From an optimization exercise on the open Yosys and OpenROAD flow, aimed at small area, a short achievable clock period and few clock cycles; shortcuts taken in it are not production practice.
Where RTL was checked, it was by simulation tests only, not by an equivalence proof against the original.
Some runs may be left out. An edit can pass the tests and still lose a function that they never use.
For run 2, only the layout was checked, not whether the RTL still works.

--- config.mk ---
export PLATFORM = sky130hd
export DESIGN_NAME = matrix_conv
export DESIGN_NICKNAME = matrix_conv
export VERILOG_FILES = /design/flow/design.v
export SDC_FILE = /design/flow/constraint.sdc
export NUM_CORES = 4
export LEC_CHECK = 0
export CAP_MARGIN = 20
export CORE_MARGIN = 2
export CORE_UTILIZATION = 40
export SLEW_MARGIN = 20
--- design.v ---
module floatMult 
(
	input wire [15:0] floatA,
	input wire [15:0] floatB,
	output reg [15:0] product
);
reg sign; 
reg signed [5:0] exponent;
reg [9:0] mantissa;
reg [10:0] fractionA, fractionB;	 
reg [21:0] fraction; 
always @ (floatA or floatB) 
begin
	sign = 1'b0;
	exponent = 6'd0;
	mantissa = 10'd0;
	fractionA = 11'd0;
	fractionB = 11'd0;
	fraction = 22'd0;
	if (floatA == 0 || floatB == 0) 
		product = 0;
	else 
	begin
		sign = floatA[15] ^ floatB[15]; 
		exponent = floatA[14:10] + floatB[14:10] - 5'd15 + 5'd2; 
		fractionA = {1'b1,floatA[9:0]}; 
		fractionB = {1'b1,floatB[9:0]};
		fraction = fractionA * fractionB;
		if (fraction[21] == 1'b1) 
		begin
			fraction = fraction << 1;
			exponent = exponent - 1; 
		end 
		else if (fraction[20] == 1'b1) 
		begin
			fraction = fraction << 2;
			exponent = exponent - 2;
		end 
		else if (fraction[19] == 1'b1) 
		begin
			fraction = fraction << 3;
			exponent = exponent - 3;
		end 
		else if (fraction[18] == 1'b1) 
		begin
			fraction = fraction << 4;
			exponent = exponent - 4;
		end 
		else if (fraction[17] == 1'b1) 
		begin
			fraction = fraction << 5;
			exponent = exponent - 5;
		end 
		else if (fraction[16] == 1'b1) 
		begin
			fraction = fraction << 6;
			exponent = exponent - 6;
		end 
		else if (fraction[15] == 1'b1) 
		begin
			fraction = fraction << 7;
			exponent = exponent - 7;
		end 
		else if (fraction[14] == 1'b1) 
		begin
			fraction = fraction << 8;
			exponent = exponent - 8;
		end 
		else if (fraction[13] == 1'b1) 
		begin
			fraction = fraction << 9;
			exponent = exponent - 9;
		end 
		else if (fraction[12] == 1'b0) 
		begin
			fraction = fraction << 10;
			exponent = exponent - 10;
		end 
		mantissa = fraction[21:12];
		if(exponent[5]==1'b1) begin 
			product=16'b0000000000000000;
		end
		else begin
			product = {sign,exponent[4:0],mantissa};
		end
	end
end
endmodule
module floatAdd (
	input wire [15:0] floatA,
	input wire [15:0] floatB,
	output reg [15:0] sum
);
reg sign;
reg signed [5:0] exponent;  
reg [9:0] mantissa;
reg [4:0] exponentA, exponentB;
reg [10:0] fractionA, fractionB, fraction;	 
reg [7:0] shiftAmount;
reg cout;
always @ (floatA or floatB) begin
	sign = 1'b0;
	mantissa = 10'd0;
	fraction = 11'd0;
	cout = 1'b0;
	shiftAmount = 8'd0;
	exponentA = floatA[14:10];
	exponentB = floatB[14:10];
	fractionA = {1'b1,floatA[9:0]};
	fractionB = {1'b1,floatB[9:0]};
	exponent = exponentA;
	if (floatA == 0) begin						 
		sum = floatB;
	end else if (floatB == 0) begin					 
		sum = floatA;
	end else if (floatA[14:0] == floatB[14:0] && floatA[15]^floatB[15]==1'b1) begin
		sum=0;
	end else begin
		if (exponentB > exponentA) begin
			shiftAmount = exponentB - exponentA;
			fractionA = fractionA >> (shiftAmount);
			exponent = exponentB;
		end else if (exponentA > exponentB) begin 
			shiftAmount = exponentA - exponentB;
			fractionB = fractionB >> (shiftAmount);
			exponent = exponentA;
		end
		if (floatA[15] == floatB[15]) begin			 
			{cout,fraction} = fractionA + fractionB;
			if (cout == 1'b1) begin
				{cout,fraction} = {cout,fraction} >> 1;
				exponent = exponent + 1;
			end
			sign = floatA[15];
		end else begin						 
			if (floatA[15] == 1'b1) begin
				{cout,fraction} = fractionB - fractionA;
			end else begin
				{cout,fraction} = fractionA - fractionB;
			end
			sign = cout;
			if (cout == 1'b1) begin
				fraction = -fraction;
			end else begin
			end
			if (fraction [10] == 0) begin
				if (fraction[9] == 1'b1) begin
					fraction = fraction << 1;
					exponent = exponent - 1;
				end else if (fraction[8] == 1'b1) begin
					fraction = fraction << 2;
					exponent = exponent - 2;
				end else if (fraction[7] == 1'b1) begin
					fraction = fraction << 3;
					exponent = exponent - 3;
				end else if (fraction[6] == 1'b1) begin
					fraction = fraction << 4;
					exponent = exponent - 4;
				end else if (fraction[5] == 1'b1) begin
					fraction = fraction << 5;
					exponent = exponent - 5;
				end else if (fraction[4] == 1'b1) begin
					fraction = fraction << 6;
					exponent = exponent - 6;
				end else if (fraction[3] == 1'b1) begin
					fraction = fraction << 7;
					exponent = exponent - 7;
				end else if (fraction[2] == 1'b1) begin
					fraction = fraction << 8;
					exponent = exponent - 8;
				end else if (fraction[1] == 1'b1) begin
					fraction = fraction << 9;
					exponent = exponent - 9;
				end else if (fraction[0] == 1'b1) begin
					fraction = fraction << 10;
					exponent = exponent - 10;
				end 
			end
		end
		mantissa = fraction[9:0];
		if(exponent[5]==1'b1) begin
			sum = 16'b0000000000000000;
		end
		else begin
			sum = {sign,exponent[4:0],mantissa};
		end		
	end		
end
endmodule
module matrix_conv(
    input clk,
    input reset,
    input start,
    output reg done,
    input wire [13:0] src1_start_address,
    input wire [13:0] src2_start_address,
    output reg [13:0] src1_address,
    input wire [15:0] src1_readdata,
    output wire [15:0] src1_writedata,
    output wire src1_write_en,
    output reg [13:0] src2_address,
    input wire [15:0] src2_readdata,
    output wire [15:0] src2_writedata,
    output wire src2_write_en,
    input wire [9:0] src1_row_size,  
    input wire [9:0] src1_col_size,
    input wire [5:0] src2_row_size,  
    input wire [5:0] src2_col_size,
    input wire [13:0] dest_start_address,
    output reg [13:0] dest_address,
    input wire [15:0] dest_readdata,
    output wire [15:0] dest_writedata,
    output reg dest_write_en
);
    localparam IDLE = 3'd0,
               READ_KERNEL = 3'd1,
               CALC = 3'd2,
               SLIDE = 3'd3,
               WRITE = 3'd4,
               DONE = 3'd5;
    reg [9:0] i,j,m,n;
    reg [3:0] i_k, j_k;
    reg [15:0] kernel [3:0][3:0];
    reg [13:0] kernel_address;
    reg [2:0] state, next_state;
    reg [15:0] sum;
    wire [15:0] product;
    wire [15:0] sum_plus_product;
    assign src1_write_en = 0;
    assign src2_write_en = 0;
    assign src1_writedata = 0;
    assign src2_writedata = 0;
    assign dest_writedata = sum;
    always @(posedge clk, posedge reset) begin
        if (reset) begin
            state <= IDLE;
        end else begin
            state <= next_state;
        end
    end
    always @(*) begin
        case(state)
            IDLE: begin
                done = 1;
                if (start) begin
                    next_state = READ_KERNEL;
                end
                else begin
                    next_state = IDLE;
                end
            end
            READ_KERNEL: begin
                done = 0;
                if ( (i_k == src2_col_size-1) && (j_k == src2_row_size-1) ) begin
                    next_state = CALC;
                end
                else begin
                    next_state = READ_KERNEL;
                end
            end
            CALC: begin
                done = 0;
                if  (( j == src2_row_size-1) && ( i == src2_col_size-1)) begin
                    next_state = WRITE;
                end
                else begin
                    next_state = CALC;
                end
            end
            SLIDE: begin
                done = 0;
                next_state = CALC;
            end
            WRITE: begin
                done = 0;
                if  ((m == (src1_col_size - src2_col_size - 1 + (src2_col_size >> 1))) && (n == (src1_row_size - src2_row_size - 1 + (src2_row_size >> 1)))) begin
                    next_state = DONE;
                end
                else begin
                    next_state = SLIDE;
                end
            end
            DONE: begin
                next_state = IDLE;
                done = 1;
            end
            default: begin
                next_state = IDLE;
                done = 1;
            end
        endcase
    end
    always @(posedge clk) begin
        case(state)
            IDLE: begin
                dest_write_en <= 0;
                i <= 0;
                j <= 0;
                m <= 0;
                n <= 0;
                i_k <= 0;
                j_k <= 0;
                sum <= 0;
                src1_address <= src1_start_address;
                src2_address <= src2_start_address;
                dest_address <= dest_start_address;
                kernel_address <= src1_start_address;
            end
            READ_KERNEL: begin
                src2_address <= src2_address+1;
                kernel[i_k][j_k] <= src2_readdata;
                if(j_k == src2_row_size - 1) begin
                    j_k <= 0;
                    i_k <= i_k + 1;
                end
                else begin
                    j_k <= j_k + 1;
                end
            end
            CALC: begin
               sum <= sum + src1_readdata * kernel[i][j];  
                if(j == src2_row_size - 1 ) begin
                    j<=0;
                    if(i == src2_row_size - 1) begin
                        dest_write_en<=1;
                        i<=0;
                    end
                    else begin
                        dest_write_en<=0;
                        src1_address <= src1_address + src1_row_size - j; 
                        i<=i+1;
                    end
                end
                else begin
                    src1_address <= src1_address + 1;
                    j<=j+1;
                end
            end
            SLIDE: begin  
                if(n == (src1_row_size - src2_row_size - 1 + (src2_row_size >> 1))) begin
                    n <= 0;
                    m <= m+1;
                    kernel_address <= kernel_address + src1_row_size - n;
                    src1_address <= kernel_address + src1_row_size - n;
                end
                else begin
                    n <= n+1;
                    kernel_address <= kernel_address + 1;
                    src1_address <= kernel_address + 1;
                end
            end
            WRITE: begin
                dest_write_en <= 0;
                dest_address <= dest_address + 1;
                sum <= 0;
            end
            DONE: begin
                i <= 0;
                j <= 0;
                i <= 0;
                j <= 0;
                m <= 0;
                n <= 0;
                dest_address <= dest_start_address;
                src1_address <= src1_start_address;
                src2_address <= src2_start_address;
                dest_write_en <= 0;
            end
        endcase
    end
    floatMult mul(
        .floatA(src1_readdata),
        .floatB(kernel[i][j]),
        .product(product)
    );
	floatAdd floatadd (
        .floatA(sum),
        .floatB(product),
        .sum(sum_plus_product)
	);
endmodule
--- constraint.sdc ---
create_clock -name core_clock -period 10.0 [get_ports {clk}]
set_input_delay 2.0000 -clock core_clock [delete_from_list [all_inputs] [get_ports {clk}]]
set_output_delay 2.0000 -clock core_clock [all_outputs]
set_load 0.01 [all_outputs]
--- run.sh ---
#!/bin/bash
# synth_recipe.tcl (not shown) runs the flow's synth.tcl, then flattens the netlist and writes it again
# the make line also repeats each setting of config.mk as NAME=value (left out here)
make -C /OpenROAD-flow-scripts/flow DESIGN_CONFIG=/design/flow/config.mk WORK_HOME=/design/flow/orfs CLKGATE_MAP_FILE= SYNTH_SCRIPT=/design/flow/synth_recipe.tcl finish
**Run 1: M2 wires**

Scale: 2 px per um.
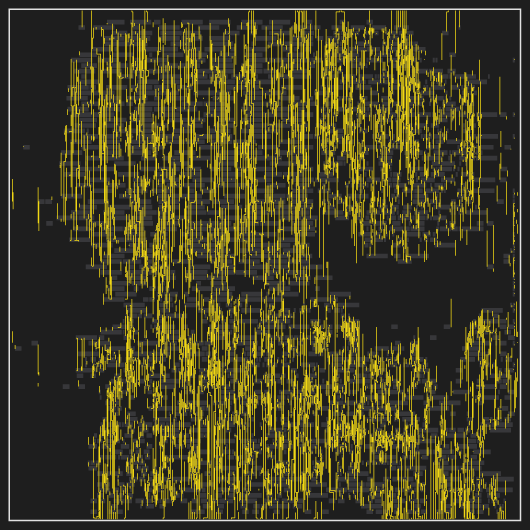
wire length on this layer = 29.6 mm
nets with wire on the layer = 2,291
share of all routed wire = 49%
Detailed Route WL: 59,990 um
GR Layer Usage met2: 0.3225

**Run 1: M1 wires**

Scale: 2 px per um.
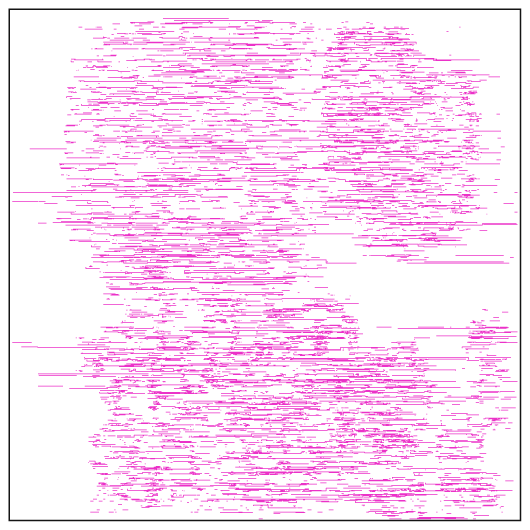
longest straight run = 67.6 um
wire length on this layer = 25.9 mm
share of all routed wire = 43%

==> impl_results.rst, run 1 <==
.. list-table::
   :header-rows: 1

   * - Metric
     - Value
   * - Summed negative setup slack over all endpoints
     - 0 ns
   * - Syn Std Cell Area
     - 0.02519 sq mm
   * - Hold Crit Class
     - flip-flop to flip-flop
   * - Die boundary width
     - ~250 um
   * - Initial Utilization
     - 0.4066
   * - Compound-gate portion of the synthesized area
     - 0.05743
   * - FILL cells
     - roughly 5,600
   * - CP Data Required Time
     - about 10 ns
   * - Maximum capacitance violations
     - 0
   * - Fin nets
     - roughly 2,700
   * - Detailed Route Iter0 Violations
     - 946
   * - Post-synth top area cell
     - sky130_fd_sc_hd__edfxtp_1
   * - Syn Area/Cell
     - 11.84 sq um
   * - Number of routed nets with antenna violations
     - 0
   * - Final-report setup violation count
     - 0
   * - Yosys warning total
     - 3
   * - CP arrival
     - about 8.2 ns
   * - Met1 layer usage reported by global route
     - 0.2373
   * - Post-synthesis to final-layout area growth
     - 16.26%
   * - Uppermost signal routing layer after detailed routing
     - met5
   * - Worst hold slack
     - around 0.64 ns
   * - Fraction of layout cells with a size suffix above 1
     - 0.08262
   * - CTS clk-pin slew, worst paths
     - approximately 0.06 ns
   * - Global-route met3 utilization
     - 0.03336
   * - Largest net degree at the start of global routing
     - 74
   * - Start point of the critical path
     - j[2]$_SDFFCE_PP0P_
   * - Number of enable flip-flop cells after synthesis
     - roughly 380
   * - Top reg by flops
     - kernel
   * - Count of distinct cell types in the synthesized netlist
     - 63
   * - Iteration count of the initial detailed-routing pass
     - 5
   * - Count of standard-cell rows
     - roughly 90
   * - XOR/XNOR share of the synthesized area
     - 0.07774
   * - Biggest regs
     - kernel: 256 flops, sum: 16 flops
   * - Clock period minus worst slack
     - 7.879 ns
   * - Synth top area share
     - 0.4495
   * - Reg-to-reg critical path startpoint
     - j[2]$_SDFFCE_PP0P_
   * - Worst Setup Start Kind
     - flip-flop
   * - Total routed wire length on the met1 layer
     - about 26,000 um
   * - Most common cell in the netlist
     - sky130_fd_sc_hd__edfxtp_1
   * - Routed via count divided by cell count
     - ~5
   * - Number of cells upsized or downsized after cts
     - 0
   * - Max-slew violation count
     - 0
   * - CTS tree
     - done
   * - Number of diodes added for antenna fixing
     - 0
   * - Outcome
     - complete, no violations
   * - Via count of the routed design
     - around 16,000
   * - Dominant combinational cell family by area after synthesis
     - adder cells
   * - Basic-gate share of the synthesized area counting and, or, nand and nor cells
     - 0.09901
   * - Area enclosed by the die boundary
     - roughly 0.065 sq mm
   * - Post-CTS setup buffer count
     - 0
   * - RD Place Congestion
     - 0.8772
Testbench counts for the RTL of run 1, summed over its fixed seeds: cycles 304,870.
**Run 1: clock distribution**

Scale: 1.5 px per um.
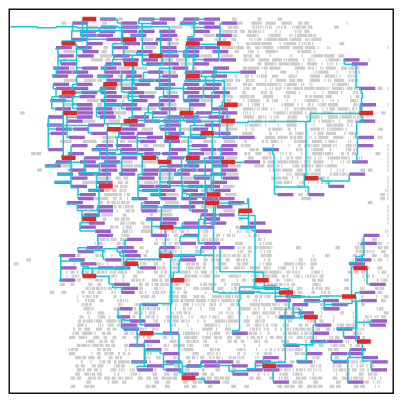
clock wires -> cyan  # length 5,190 um
flip-flops -> purple  # count 380
clock-net drivers -> red  # count 44
routed clock nets = 45
Clock Latency Late Sink: 0.59 ns
Setup Skew: 0.03992 ns

run 1: layout by cell type, fill, tap and decap left out, types with 6 or more instances in the layout:
master / synthesis / final
sky130_fd_sc_hd__edfxtp_1: 377 / 377
sky130_fd_sc_hd__inv_1: 320 / 320
sky130_fd_sc_hd__clkdlybuf4s50_1: 0 / 168
sky130_fd_sc_hd__nand2_1: 161 / 161
sky130_fd_sc_hd__ha_1: 143 / 142
sky130_fd_sc_hd__nor2_1: 146 / 141
sky130_fd_sc_hd__xnor2_1: 137 / 137
sky130_fd_sc_hd__fa_1: 118 / 118
sky130_fd_sc_hd__xor2_1: 77 / 77
sky130_fd_sc_hd__o21ai_0: 62 / 62
sky130_fd_sc_hd__mux4_2: 61 / 61
sky130_fd_sc_hd__and2_1: 55 / 55
sky130_fd_sc_hd__a21oi_1: 54 / 53
sky130_fd_sc_hd__nand3_1: 51 / 51
sky130_fd_sc_hd__clkbuf_16: 0 / 44
sky130_fd_sc_hd__a21o_1: 37 / 37
sky130_fd_sc_hd__conb_1: 1 / 34
sky130_fd_sc_hd__buf_4: 37 / 34
sky130_fd_sc_hd__nor3_1: 31 / 21
sky130_fd_sc_hd__and3_1: 20 / 20
sky130_fd_sc_hd__mux4_1: 16 / 16
sky130_fd_sc_hd__nor2b_1: 15 / 15
sky130_fd_sc_hd__a211oi_1: 14 / 14
sky130_fd_sc_hd__mux2i_1: 12 / 12
sky130_fd_sc_hd__clkinv_1: 0 / 12
sky130_fd_sc_hd__nor3_2: 0 / 10
sky130_fd_sc_hd__or3_1: 9 / 9
sky130_fd_sc_hd__o21bai_1: 9 / 9
sky130_fd_sc_hd__nand4_1: 9 / 9
sky130_fd_sc_hd__nor4_1: 9 / 9
sky130_fd_sc_hd__a221o_1: 9 / 9
sky130_fd_sc_hd__nand2b_1: 6 / 6
sky130_fd_sc_hd__a211o_1: 6 / 6
run 1: layout make-up:
class | count | area, sq um | area share
flip-flops and latches | 380 | 11400 | 0.3892
clock inverters | 32 | 350.3 | 0.01196
repair buffers | 203 | 1957 | 0.06683
inverters | 320 | 1201 | 0.04102
well taps | 837 | 1047 | 0.03576
multi-input cells | 1364 | 12210 | 0.4170
clock buffers | 49 | 1120 | 0.03824
run 1: stage by stage:
stage | worst slack [ns] | std cells
after global routing | 1.850 | 3185
after detailed placement | 1.839 | 3104
after CTS | 2.091 | 3185
final | 2.121 | 3185
after global placement | 1.869 | 3104
after floorplan | 2.737 | 2161
run 1: path summary, 6_finish.rpt:
kind / depth (start not counted) / end / slack [ns]
setup / recovery: 21 / sum[14]$_SDFFCE_PP0P_ / 2.12
setup reg to reg: 21 / sum[14]$_SDFFCE_PP0P_ / 2.12
hold reg to reg: 2 / i[9]$_SDFFCE_PP0P_ / 0.64
max in group asynchronous: 2 / state[0]$_DFF_PP0_ / 8.24
min in group asynchronous: 2 / state[2]$_DFF_PP0_ / 1.63
hold / removal: 2 / i[9]$_SDFFCE_PP0P_ / 0.64
run 1: worst max-delay path, stage by stage, from the launching register on:
cell	delay, ns
sky130_fd_sc_hd__edfxtp_1	0.56
sky130_fd_sc_hd__ha_2	0.85
sky130_fd_sc_hd__buf_4	0.35
sky130_fd_sc_hd__mux4_2	0.33
sky130_fd_sc_hd__mux4_2	0.65
sky130_fd_sc_hd__and2_1	0.24
sky130_fd_sc_hd__fa_1	0.46
sky130_fd_sc_hd__fa_1	0.50
sky130_fd_sc_hd__ha_1	0.24
sky130_fd_sc_hd__fa_1	0.54
sky130_fd_sc_hd__inv_1	0.05
sky130_fd_sc_hd__fa_1	0.46
sky130_fd_sc_hd__fa_1	0.54
sky130_fd_sc_hd__inv_1	0.04
sky130_fd_sc_hd__ha_1	0.29
sky130_fd_sc_hd__inv_1	0.08
sky130_fd_sc_hd__o21ai_0	0.10
sky130_fd_sc_hd__a21oi_1	0.23
sky130_fd_sc_hd__o21ai_0	0.16
sky130_fd_sc_hd__a2111oi_0	0.60
sky130_fd_sc_hd__o21ai_0	0.17
sky130_fd_sc_hd__nor3b_1	0.16
--- run 2 (diff from run 1) ---
==> design.v (replaced) <==
module matrix_conv(
    input clk,
    input reset,
    input start,
    output reg done,
    input wire [13:0] src1_start_address,
    input wire [13:0] src2_start_address,
    output reg [13:0] src1_address,
    input wire [15:0] src1_readdata,
    output wire [15:0] src1_writedata,
    output wire src1_write_en,
    output reg [13:0] src2_address,
    input wire [15:0] src2_readdata,
    output wire [15:0] src2_writedata,
    output wire src2_write_en,
    input wire [9:0] src1_row_size,  
    input wire [9:0] src1_col_size,
    input wire [5:0] src2_row_size,  
    input wire [5:0] src2_col_size,
    input wire [13:0] dest_start_address,
    output reg [13:0] dest_address,
    input wire [15:0] dest_readdata,
    output wire [15:0] dest_writedata,
    output reg dest_write_en
);
    assign src1_write_en = 1'b0;
    assign src2_write_en = 1'b0;
    assign src1_writedata = 16'd0;
    assign src2_writedata = 16'd0;
    reg        run;             
    reg [1:0]  i, j;            
    reg [9:0]  m, n;            
    reg [13:0] win;             
    reg [13:0] rowp;            
    wire [1:0] km1 = src2_row_size[1:0] - 2'd1;     
    wire       j_end = (j == km1);
    wire       i_end = (i == km1);
    wire [9:0] oc_m1 = src1_row_size - {4'd0, src2_row_size} + {5'd0, src2_row_size[5:1]} - 10'd1;
    wire [9:0] or_m1 = src1_col_size - {4'd0, src2_col_size} + {5'd0, src2_col_size[5:1]} - 10'd1;
    wire       n_end = (n == oc_m1);
    wire       m_end = (m == or_m1);
    wire [2:0] row_step = {1'b0, src2_row_size[2:1]} + {2'b0, src2_row_size[0]} + 3'd1;
    wire [13:0] rowp_next = rowp + {4'd0, src1_row_size};
    wire [13:0] win_next  = win + (n_end ? {11'd0, row_step} : 14'd1);
    reg v_b, first_b, last_b, final_b;
    reg fin_c;
    reg [15:0] ra, rb;
    reg [15:0] acc;
    assign dest_writedata = acc;
    always @(posedge clk or posedge reset) begin
        if (reset) begin
            run <= 1'b0;
            done <= 1'b1;
            v_b <= 1'b0;
            last_b <= 1'b0;
            final_b <= 1'b0;
            fin_c <= 1'b0;
            dest_write_en <= 1'b0;
        end else begin
            if (done) begin
                if (start) begin
                    run <= 1'b1;
                    done <= 1'b0;
                end
            end else begin
                if (run && j_end && i_end && n_end && m_end)
                    run <= 1'b0;
                if (fin_c)
                    done <= 1'b1;
            end
            v_b <= run;
            last_b <= run && j_end && i_end;
            final_b <= run && j_end && i_end && n_end && m_end;
            fin_c <= final_b;
            dest_write_en <= last_b;
        end
    end
    always @(posedge clk) begin
        if (!run) begin
            i <= 2'd0;
            j <= 2'd0;
            m <= 10'd0;
            n <= 10'd0;
            if (done) begin
                src1_address <= src1_start_address;
                src2_address <= src2_start_address;
                win <= src1_start_address;
                rowp <= src1_start_address;
                dest_address <= dest_start_address;
            end
        end else begin
            if (!j_end) begin
                j <= j + 2'd1;
                src1_address <= src1_address + 14'd1;
                src2_address <= src2_address + 14'd1;
            end else begin
                j <= 2'd0;
                if (!i_end) begin
                    i <= i + 2'd1;
                    rowp <= rowp_next;
                    src1_address <= rowp_next;
                    src2_address <= src2_address + 14'd1;
                end else begin
                    i <= 2'd0;
                    src2_address <= src2_start_address;
                    win <= win_next;
                    rowp <= win_next;
                    src1_address <= win_next;
                    if (n_end) begin
                        n <= 10'd0;
                        m <= m + 10'd1;
                    end else begin
                        n <= n + 10'd1;
                    end
                end
            end
        end
        if (dest_write_en)
            dest_address <= dest_address + 14'd1;
        ra <= src1_readdata;
        rb <= src2_readdata;
        first_b <= (i == 2'd0) && (j == 2'd0);
        if (v_b)
            acc <= (first_b ? 16'd0 : acc) + ra * rb;
    end
endmodule
==> run 2 against run 1 <==
Against the previous run: count of clock-buffer cells in the layout down 26; die area down 47%; critical endpoint is now src1_address[10]$_DFFE_PP_; cell area down 46%; synthesized area down 48%; cell count down 36%; utilization up 1.0 points; sequential cell count down 230; first-iteration DRC count down 50%; worst hold slack worse by 0.29 ns.
==> impl_results.rst, run 2 <==
.. list-table::
   :header-rows: 1

   * - Metric
     - Value
   * - Fraction of layout cells with a size suffix above 1
     - 0.03145 (was 0.08262)
   * - Worst path bufs/invs
     - 4 (unchanged)
   * - Clock period minus worst slack
     - 7.575 ns (was 7.879 ns)
   * - Placed Cells incl. Taps
     - 2,000 (was 3,104)
   * - RD Place Congestion
     - 0.8575 (was 0.8772)
   * - Worst path top cell family by delay
     - compound AO/OA/AOI/OAI gates (was adder cells)
   * - Count of standard-cell rows
     - 66 (was 91)
   * - Biggest regs
     - acc: 16 flops, ra: 16 flops, rb: 16 flops (was kernel: 256 flops, sum: 16 flops)
   * - Die boundary width
     - 185.2 um (was 254.9 um)
   * - CTS tree
     - done (unchanged)
   * - Routed via count divided by cell count
     - 4.923 (was 5.067)
   * - Worst path slowest cell
     - sky130_fd_sc_hd__a2111oi_2 (was sky130_fd_sc_hd__ha_2)
   * - Initial Utilization
     - 0.4049 (was 0.4066)
   * - Largest net degree at the start of global routing
     - 46 (was 74)
   * - Detailed Route Iter0 Violations
     - 475 (was 946)
   * - CP Data Required Time
     - 10.17 ns (was 10.33 ns)
   * - Yosys warning total
     - 1 (was 3)
   * - FILL cells
     - 3,069 (was 5,554)
   * - Worst setup timing slack at the placement stage
     - 1.958 ns (was 1.839 ns)
   * - Number of enable flip-flop cells after synthesis
     - 86 (was 377)
   * - Outcome
     - complete, no violations (unchanged)
   * - Most frequent cells in the layout
     - sky130_fd_sc_hd__inv_1, sky130_fd_sc_hd__clkdlybuf4s50_1, sky130_fd_sc_hd__nand2_1 (was sky130_fd_sc_hd__edfxtp_1, sky130_fd_sc_hd__inv_1, sky130_fd_sc_hd__clkdlybuf4s50_1)
   * - Multi-input logic area
     - 0.008139 sq mm (was 0.01221 sq mm)
   * - Most common library cell in the layout ignoring fill and taps
     - sky130_fd_sc_hd__inv_1 (was sky130_fd_sc_hd__edfxtp_1)
   * - Fin nets
     - 1,902 (was 2,699)
   * - CTS clk-pin slew, worst paths
     - 0.07 ns (was 0.06 ns)
   * - Max-slew violation count
     - 0 (unchanged)
   * - Cell breakdown of the critical path
     - clkdlybuf4s50_1, inv_1, fa_1, inv_1, ha_1, inv_1, fa_1, nor2b_4, o2111a_2, nor3_2, or3_4, a2111oi_2, nand2_1, ha_1, fa_1, a21oi_1, nor2_1, nand2_1, xor2_1, o21ai_0, a211oi_1, o221ai_1 (was ha_2, buf_4, mux4_2, mux4_2, and2_1, fa_1, fa_1, ha_1, fa_1, inv_1, fa_1, fa_1, inv_1, ha_1, inv_1, o21ai_0, a21oi_1, o21ai_0, a2111oi_0, o21ai_0, nor3b_1)
   * - Final-report setup violation count
     - 0 (unchanged)
   * - Syn Area/Cell
     - 9.201 sq um (was 11.84 sq um)
   * - Max stage delay on crit path
     - 0.79 ns (was 0.85 ns)
   * - Post-CTS setup buffer count
     - 0 (unchanged)
   * - Post-synthesis to final-layout area growth
     - 19.28% (was 16.26%)
   * - Clock Latency Late Sink
     - 0.44 ns (was 0.59 ns)
   * - Maximum capacitance violations
     - 0 (unchanged)
   * - Count of distinct cell types in the synthesized netlist
     - 62 (was 63)
   * - Summed negative setup slack over all endpoints
     - 0 ns (unchanged)
   * - Post-synth top area cell
     - sky130_fd_sc_hd__edfxtp_1 (unchanged)
   * - Syn Std Cell Area
     - 0.01314 sq mm (was 0.02519 sq mm)
   * - CP arrival
     - 7.75 ns (was 8.21 ns)
   * - Worst Setup Start Kind
     - input port (was flip-flop)
   * - Area enclosed by the die boundary
     - 0.03431 sq mm (was 0.06499 sq mm)
   * - Number of cells upsized or downsized after cts
     - 0 (unchanged)
   * - Synth top area share
     - 0.1966 (was 0.4495)
   * - Most common cell in the netlist
     - sky130_fd_sc_hd__inv_1 (was sky130_fd_sc_hd__edfxtp_1)
   * - Hold Crit Class
     - flip-flop to flip-flop (unchanged)
   * - Number of routed nets with antenna violations
     - 0 (unchanged)
   * - H-tree levels
     - 4 (was 2)
   * - Detailed Route WL
     - 31,950 um (was 59,990 um)
   * - Worst setup slack after layout
     - 2.425 ns (was 2.121 ns)
   * - Sequential cell area
     - 0.003900 sq mm (was 0.01140 sq mm)
-- run 2: path summary, 6_finish.rpt --
| check | startpoint | slack [ns] | endpoint | cells after the start |
|---|---|---|---|---|
| min | last_b$_DFF_PP0_ | 0.35 | dest_write_en$_DFF_PP0_ | 0 |
| max in group asynchronous | reset | 7.94 | done$_DFF_PP1_ | 2 |
| max | src1_row_size[1] | 2.42 | src1_address[10]$_DFFE_PP_ | 22 |
| min reg2reg | last_b$_DFF_PP0_ | 0.35 | dest_write_en$_DFF_PP0_ | 0 |
| min in group asynchronous | reset | 1.78 | v_b$_DFF_PP0_ | 2 |
| max reg2reg | ra[1]$_DFF_P_ | 4.22 | acc[15]$_DFFE_PP_ | 18 |
-- run 2: layout make-up --
class	instances	area share
Clock buffer	23	0.03058
Tap cell	442	0.03529
Inverter	212	0.05077
Multi-Input combinational cell	1021	0.5193
Antenna cell	1	0.0001597
Sequential cell	150	0.2488
Clock inverter	9	0.004391
Timing Repair Buffer	175	0.1106
-- run 2: stage by stage --
step | hold WS, ns | utilization
after floorplan | 0.3312 | -
after global placement | 0.3317 | 0.4660
after detailed placement | 0.3371 | 0.4660
after CTS | 0.3521 | 0.4828
after global routing | 0.3539 | 0.4829
final | 0.3498 | 0.4829
-- run 2: cells by family after synthesis --
family / after synthesis / share of synthesized area
flops: 150 / 0.2968
other cells: 1 / 0.0002854
xor+xnor: 136 / 0.09066
fa+ha+maj: 200 / 0.2522
buf+inv: 290 / 0.09313
mux: 11 / 0.008856
compound gates: 192 / 0.09113
simple gates: 448 / 0.1669
-- run 2: layer usage --
| metal | GRT usage | vias to the layer above | routed length, um |
|---|---|---|---|
| met2 | 0.3134 | 242 | 15360 |
| met3 | 0.03854 | 37 | 1420 |
| met1 | 0.2482 | 4820 | 14430 |
| met4 | 0.05619 | 2 | 727 |
| met5 | 0 | - | 9 |
| li1 | - | 4908 | - |
**Run 2: track usage over the die**

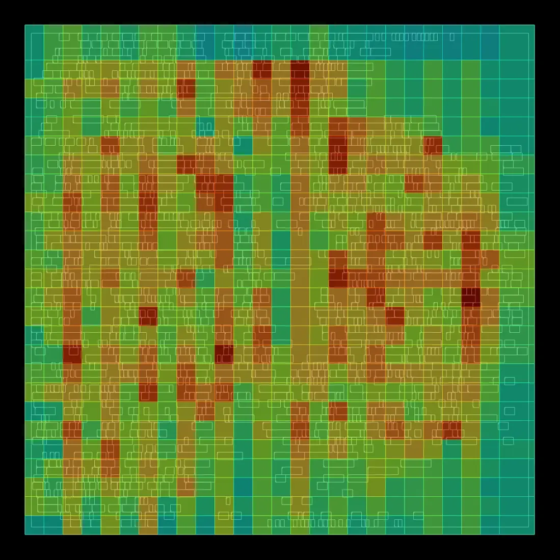
Total Routing Usage GR: 0.1888
final routed wire length divided by cell count: 15.72 um
global-route met3 utilization: 0.03854
met1 layer usage reported by global route: 0.2482

**Run 2: clock distribution**

Scale: 2 px per um.
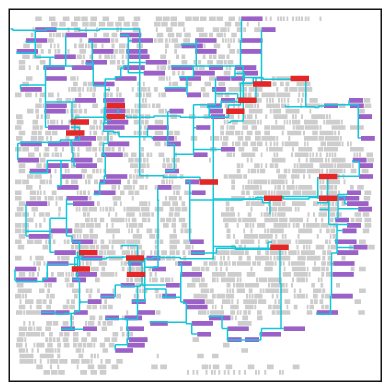
flip-flops -> purple  # count 150
clock wires -> cyan  # length 2,550 um
clock-net drivers -> red  # count 17
routed clock nets = 18

**Run 2: M1 wires**

Scale: 3 px per um.
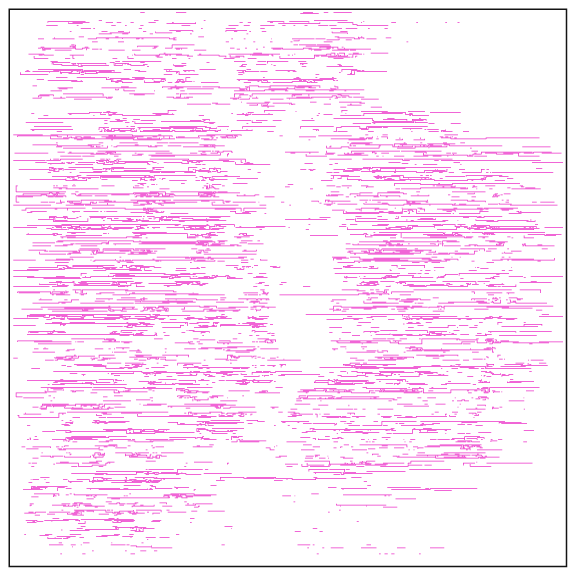
wire length on this layer = 14,400 um
share of all routed wire = 45%

## afterwards: timing with drivers on the ports
The flow's constraints put no driver on any port. The routed layouts listed below were extracted and timed again, unchanged, in two steps. Step 1 (the two cells are an assumption about what drives the block):
set clk [get_ports {clk}]
set_driving_cell -lib_cell sky130_fd_sc_hd__clkbuf_16 $clk
set_driving_cell -lib_cell sky130_fd_sc_hd__buf_2 [delete_from_list [all_inputs] $clk]
Step 2 also shifts input and output timing later by t, the mid clock arrival at the registers, as if the neighbouring blocks saw the same clock. Slacks: ideal / step 1 / step 2; pairs: ideal / step 1.
run	shift t [ns]	setup slack, ns	clock arrival spread, ns	cell pins on the clock port's net
run 1	0.635	2.121 / 2.121 / 1.878	0.046 / 0.046	1
run 2	0.484	2.425 / 2.449 / 1.965	0.015 / 0.015	1
After both steps setup and hold are still met in every run listed. The setup slack of run 2, which loses most, moves by +0.024 ns with the drivers and by -0.460 ns with both steps.
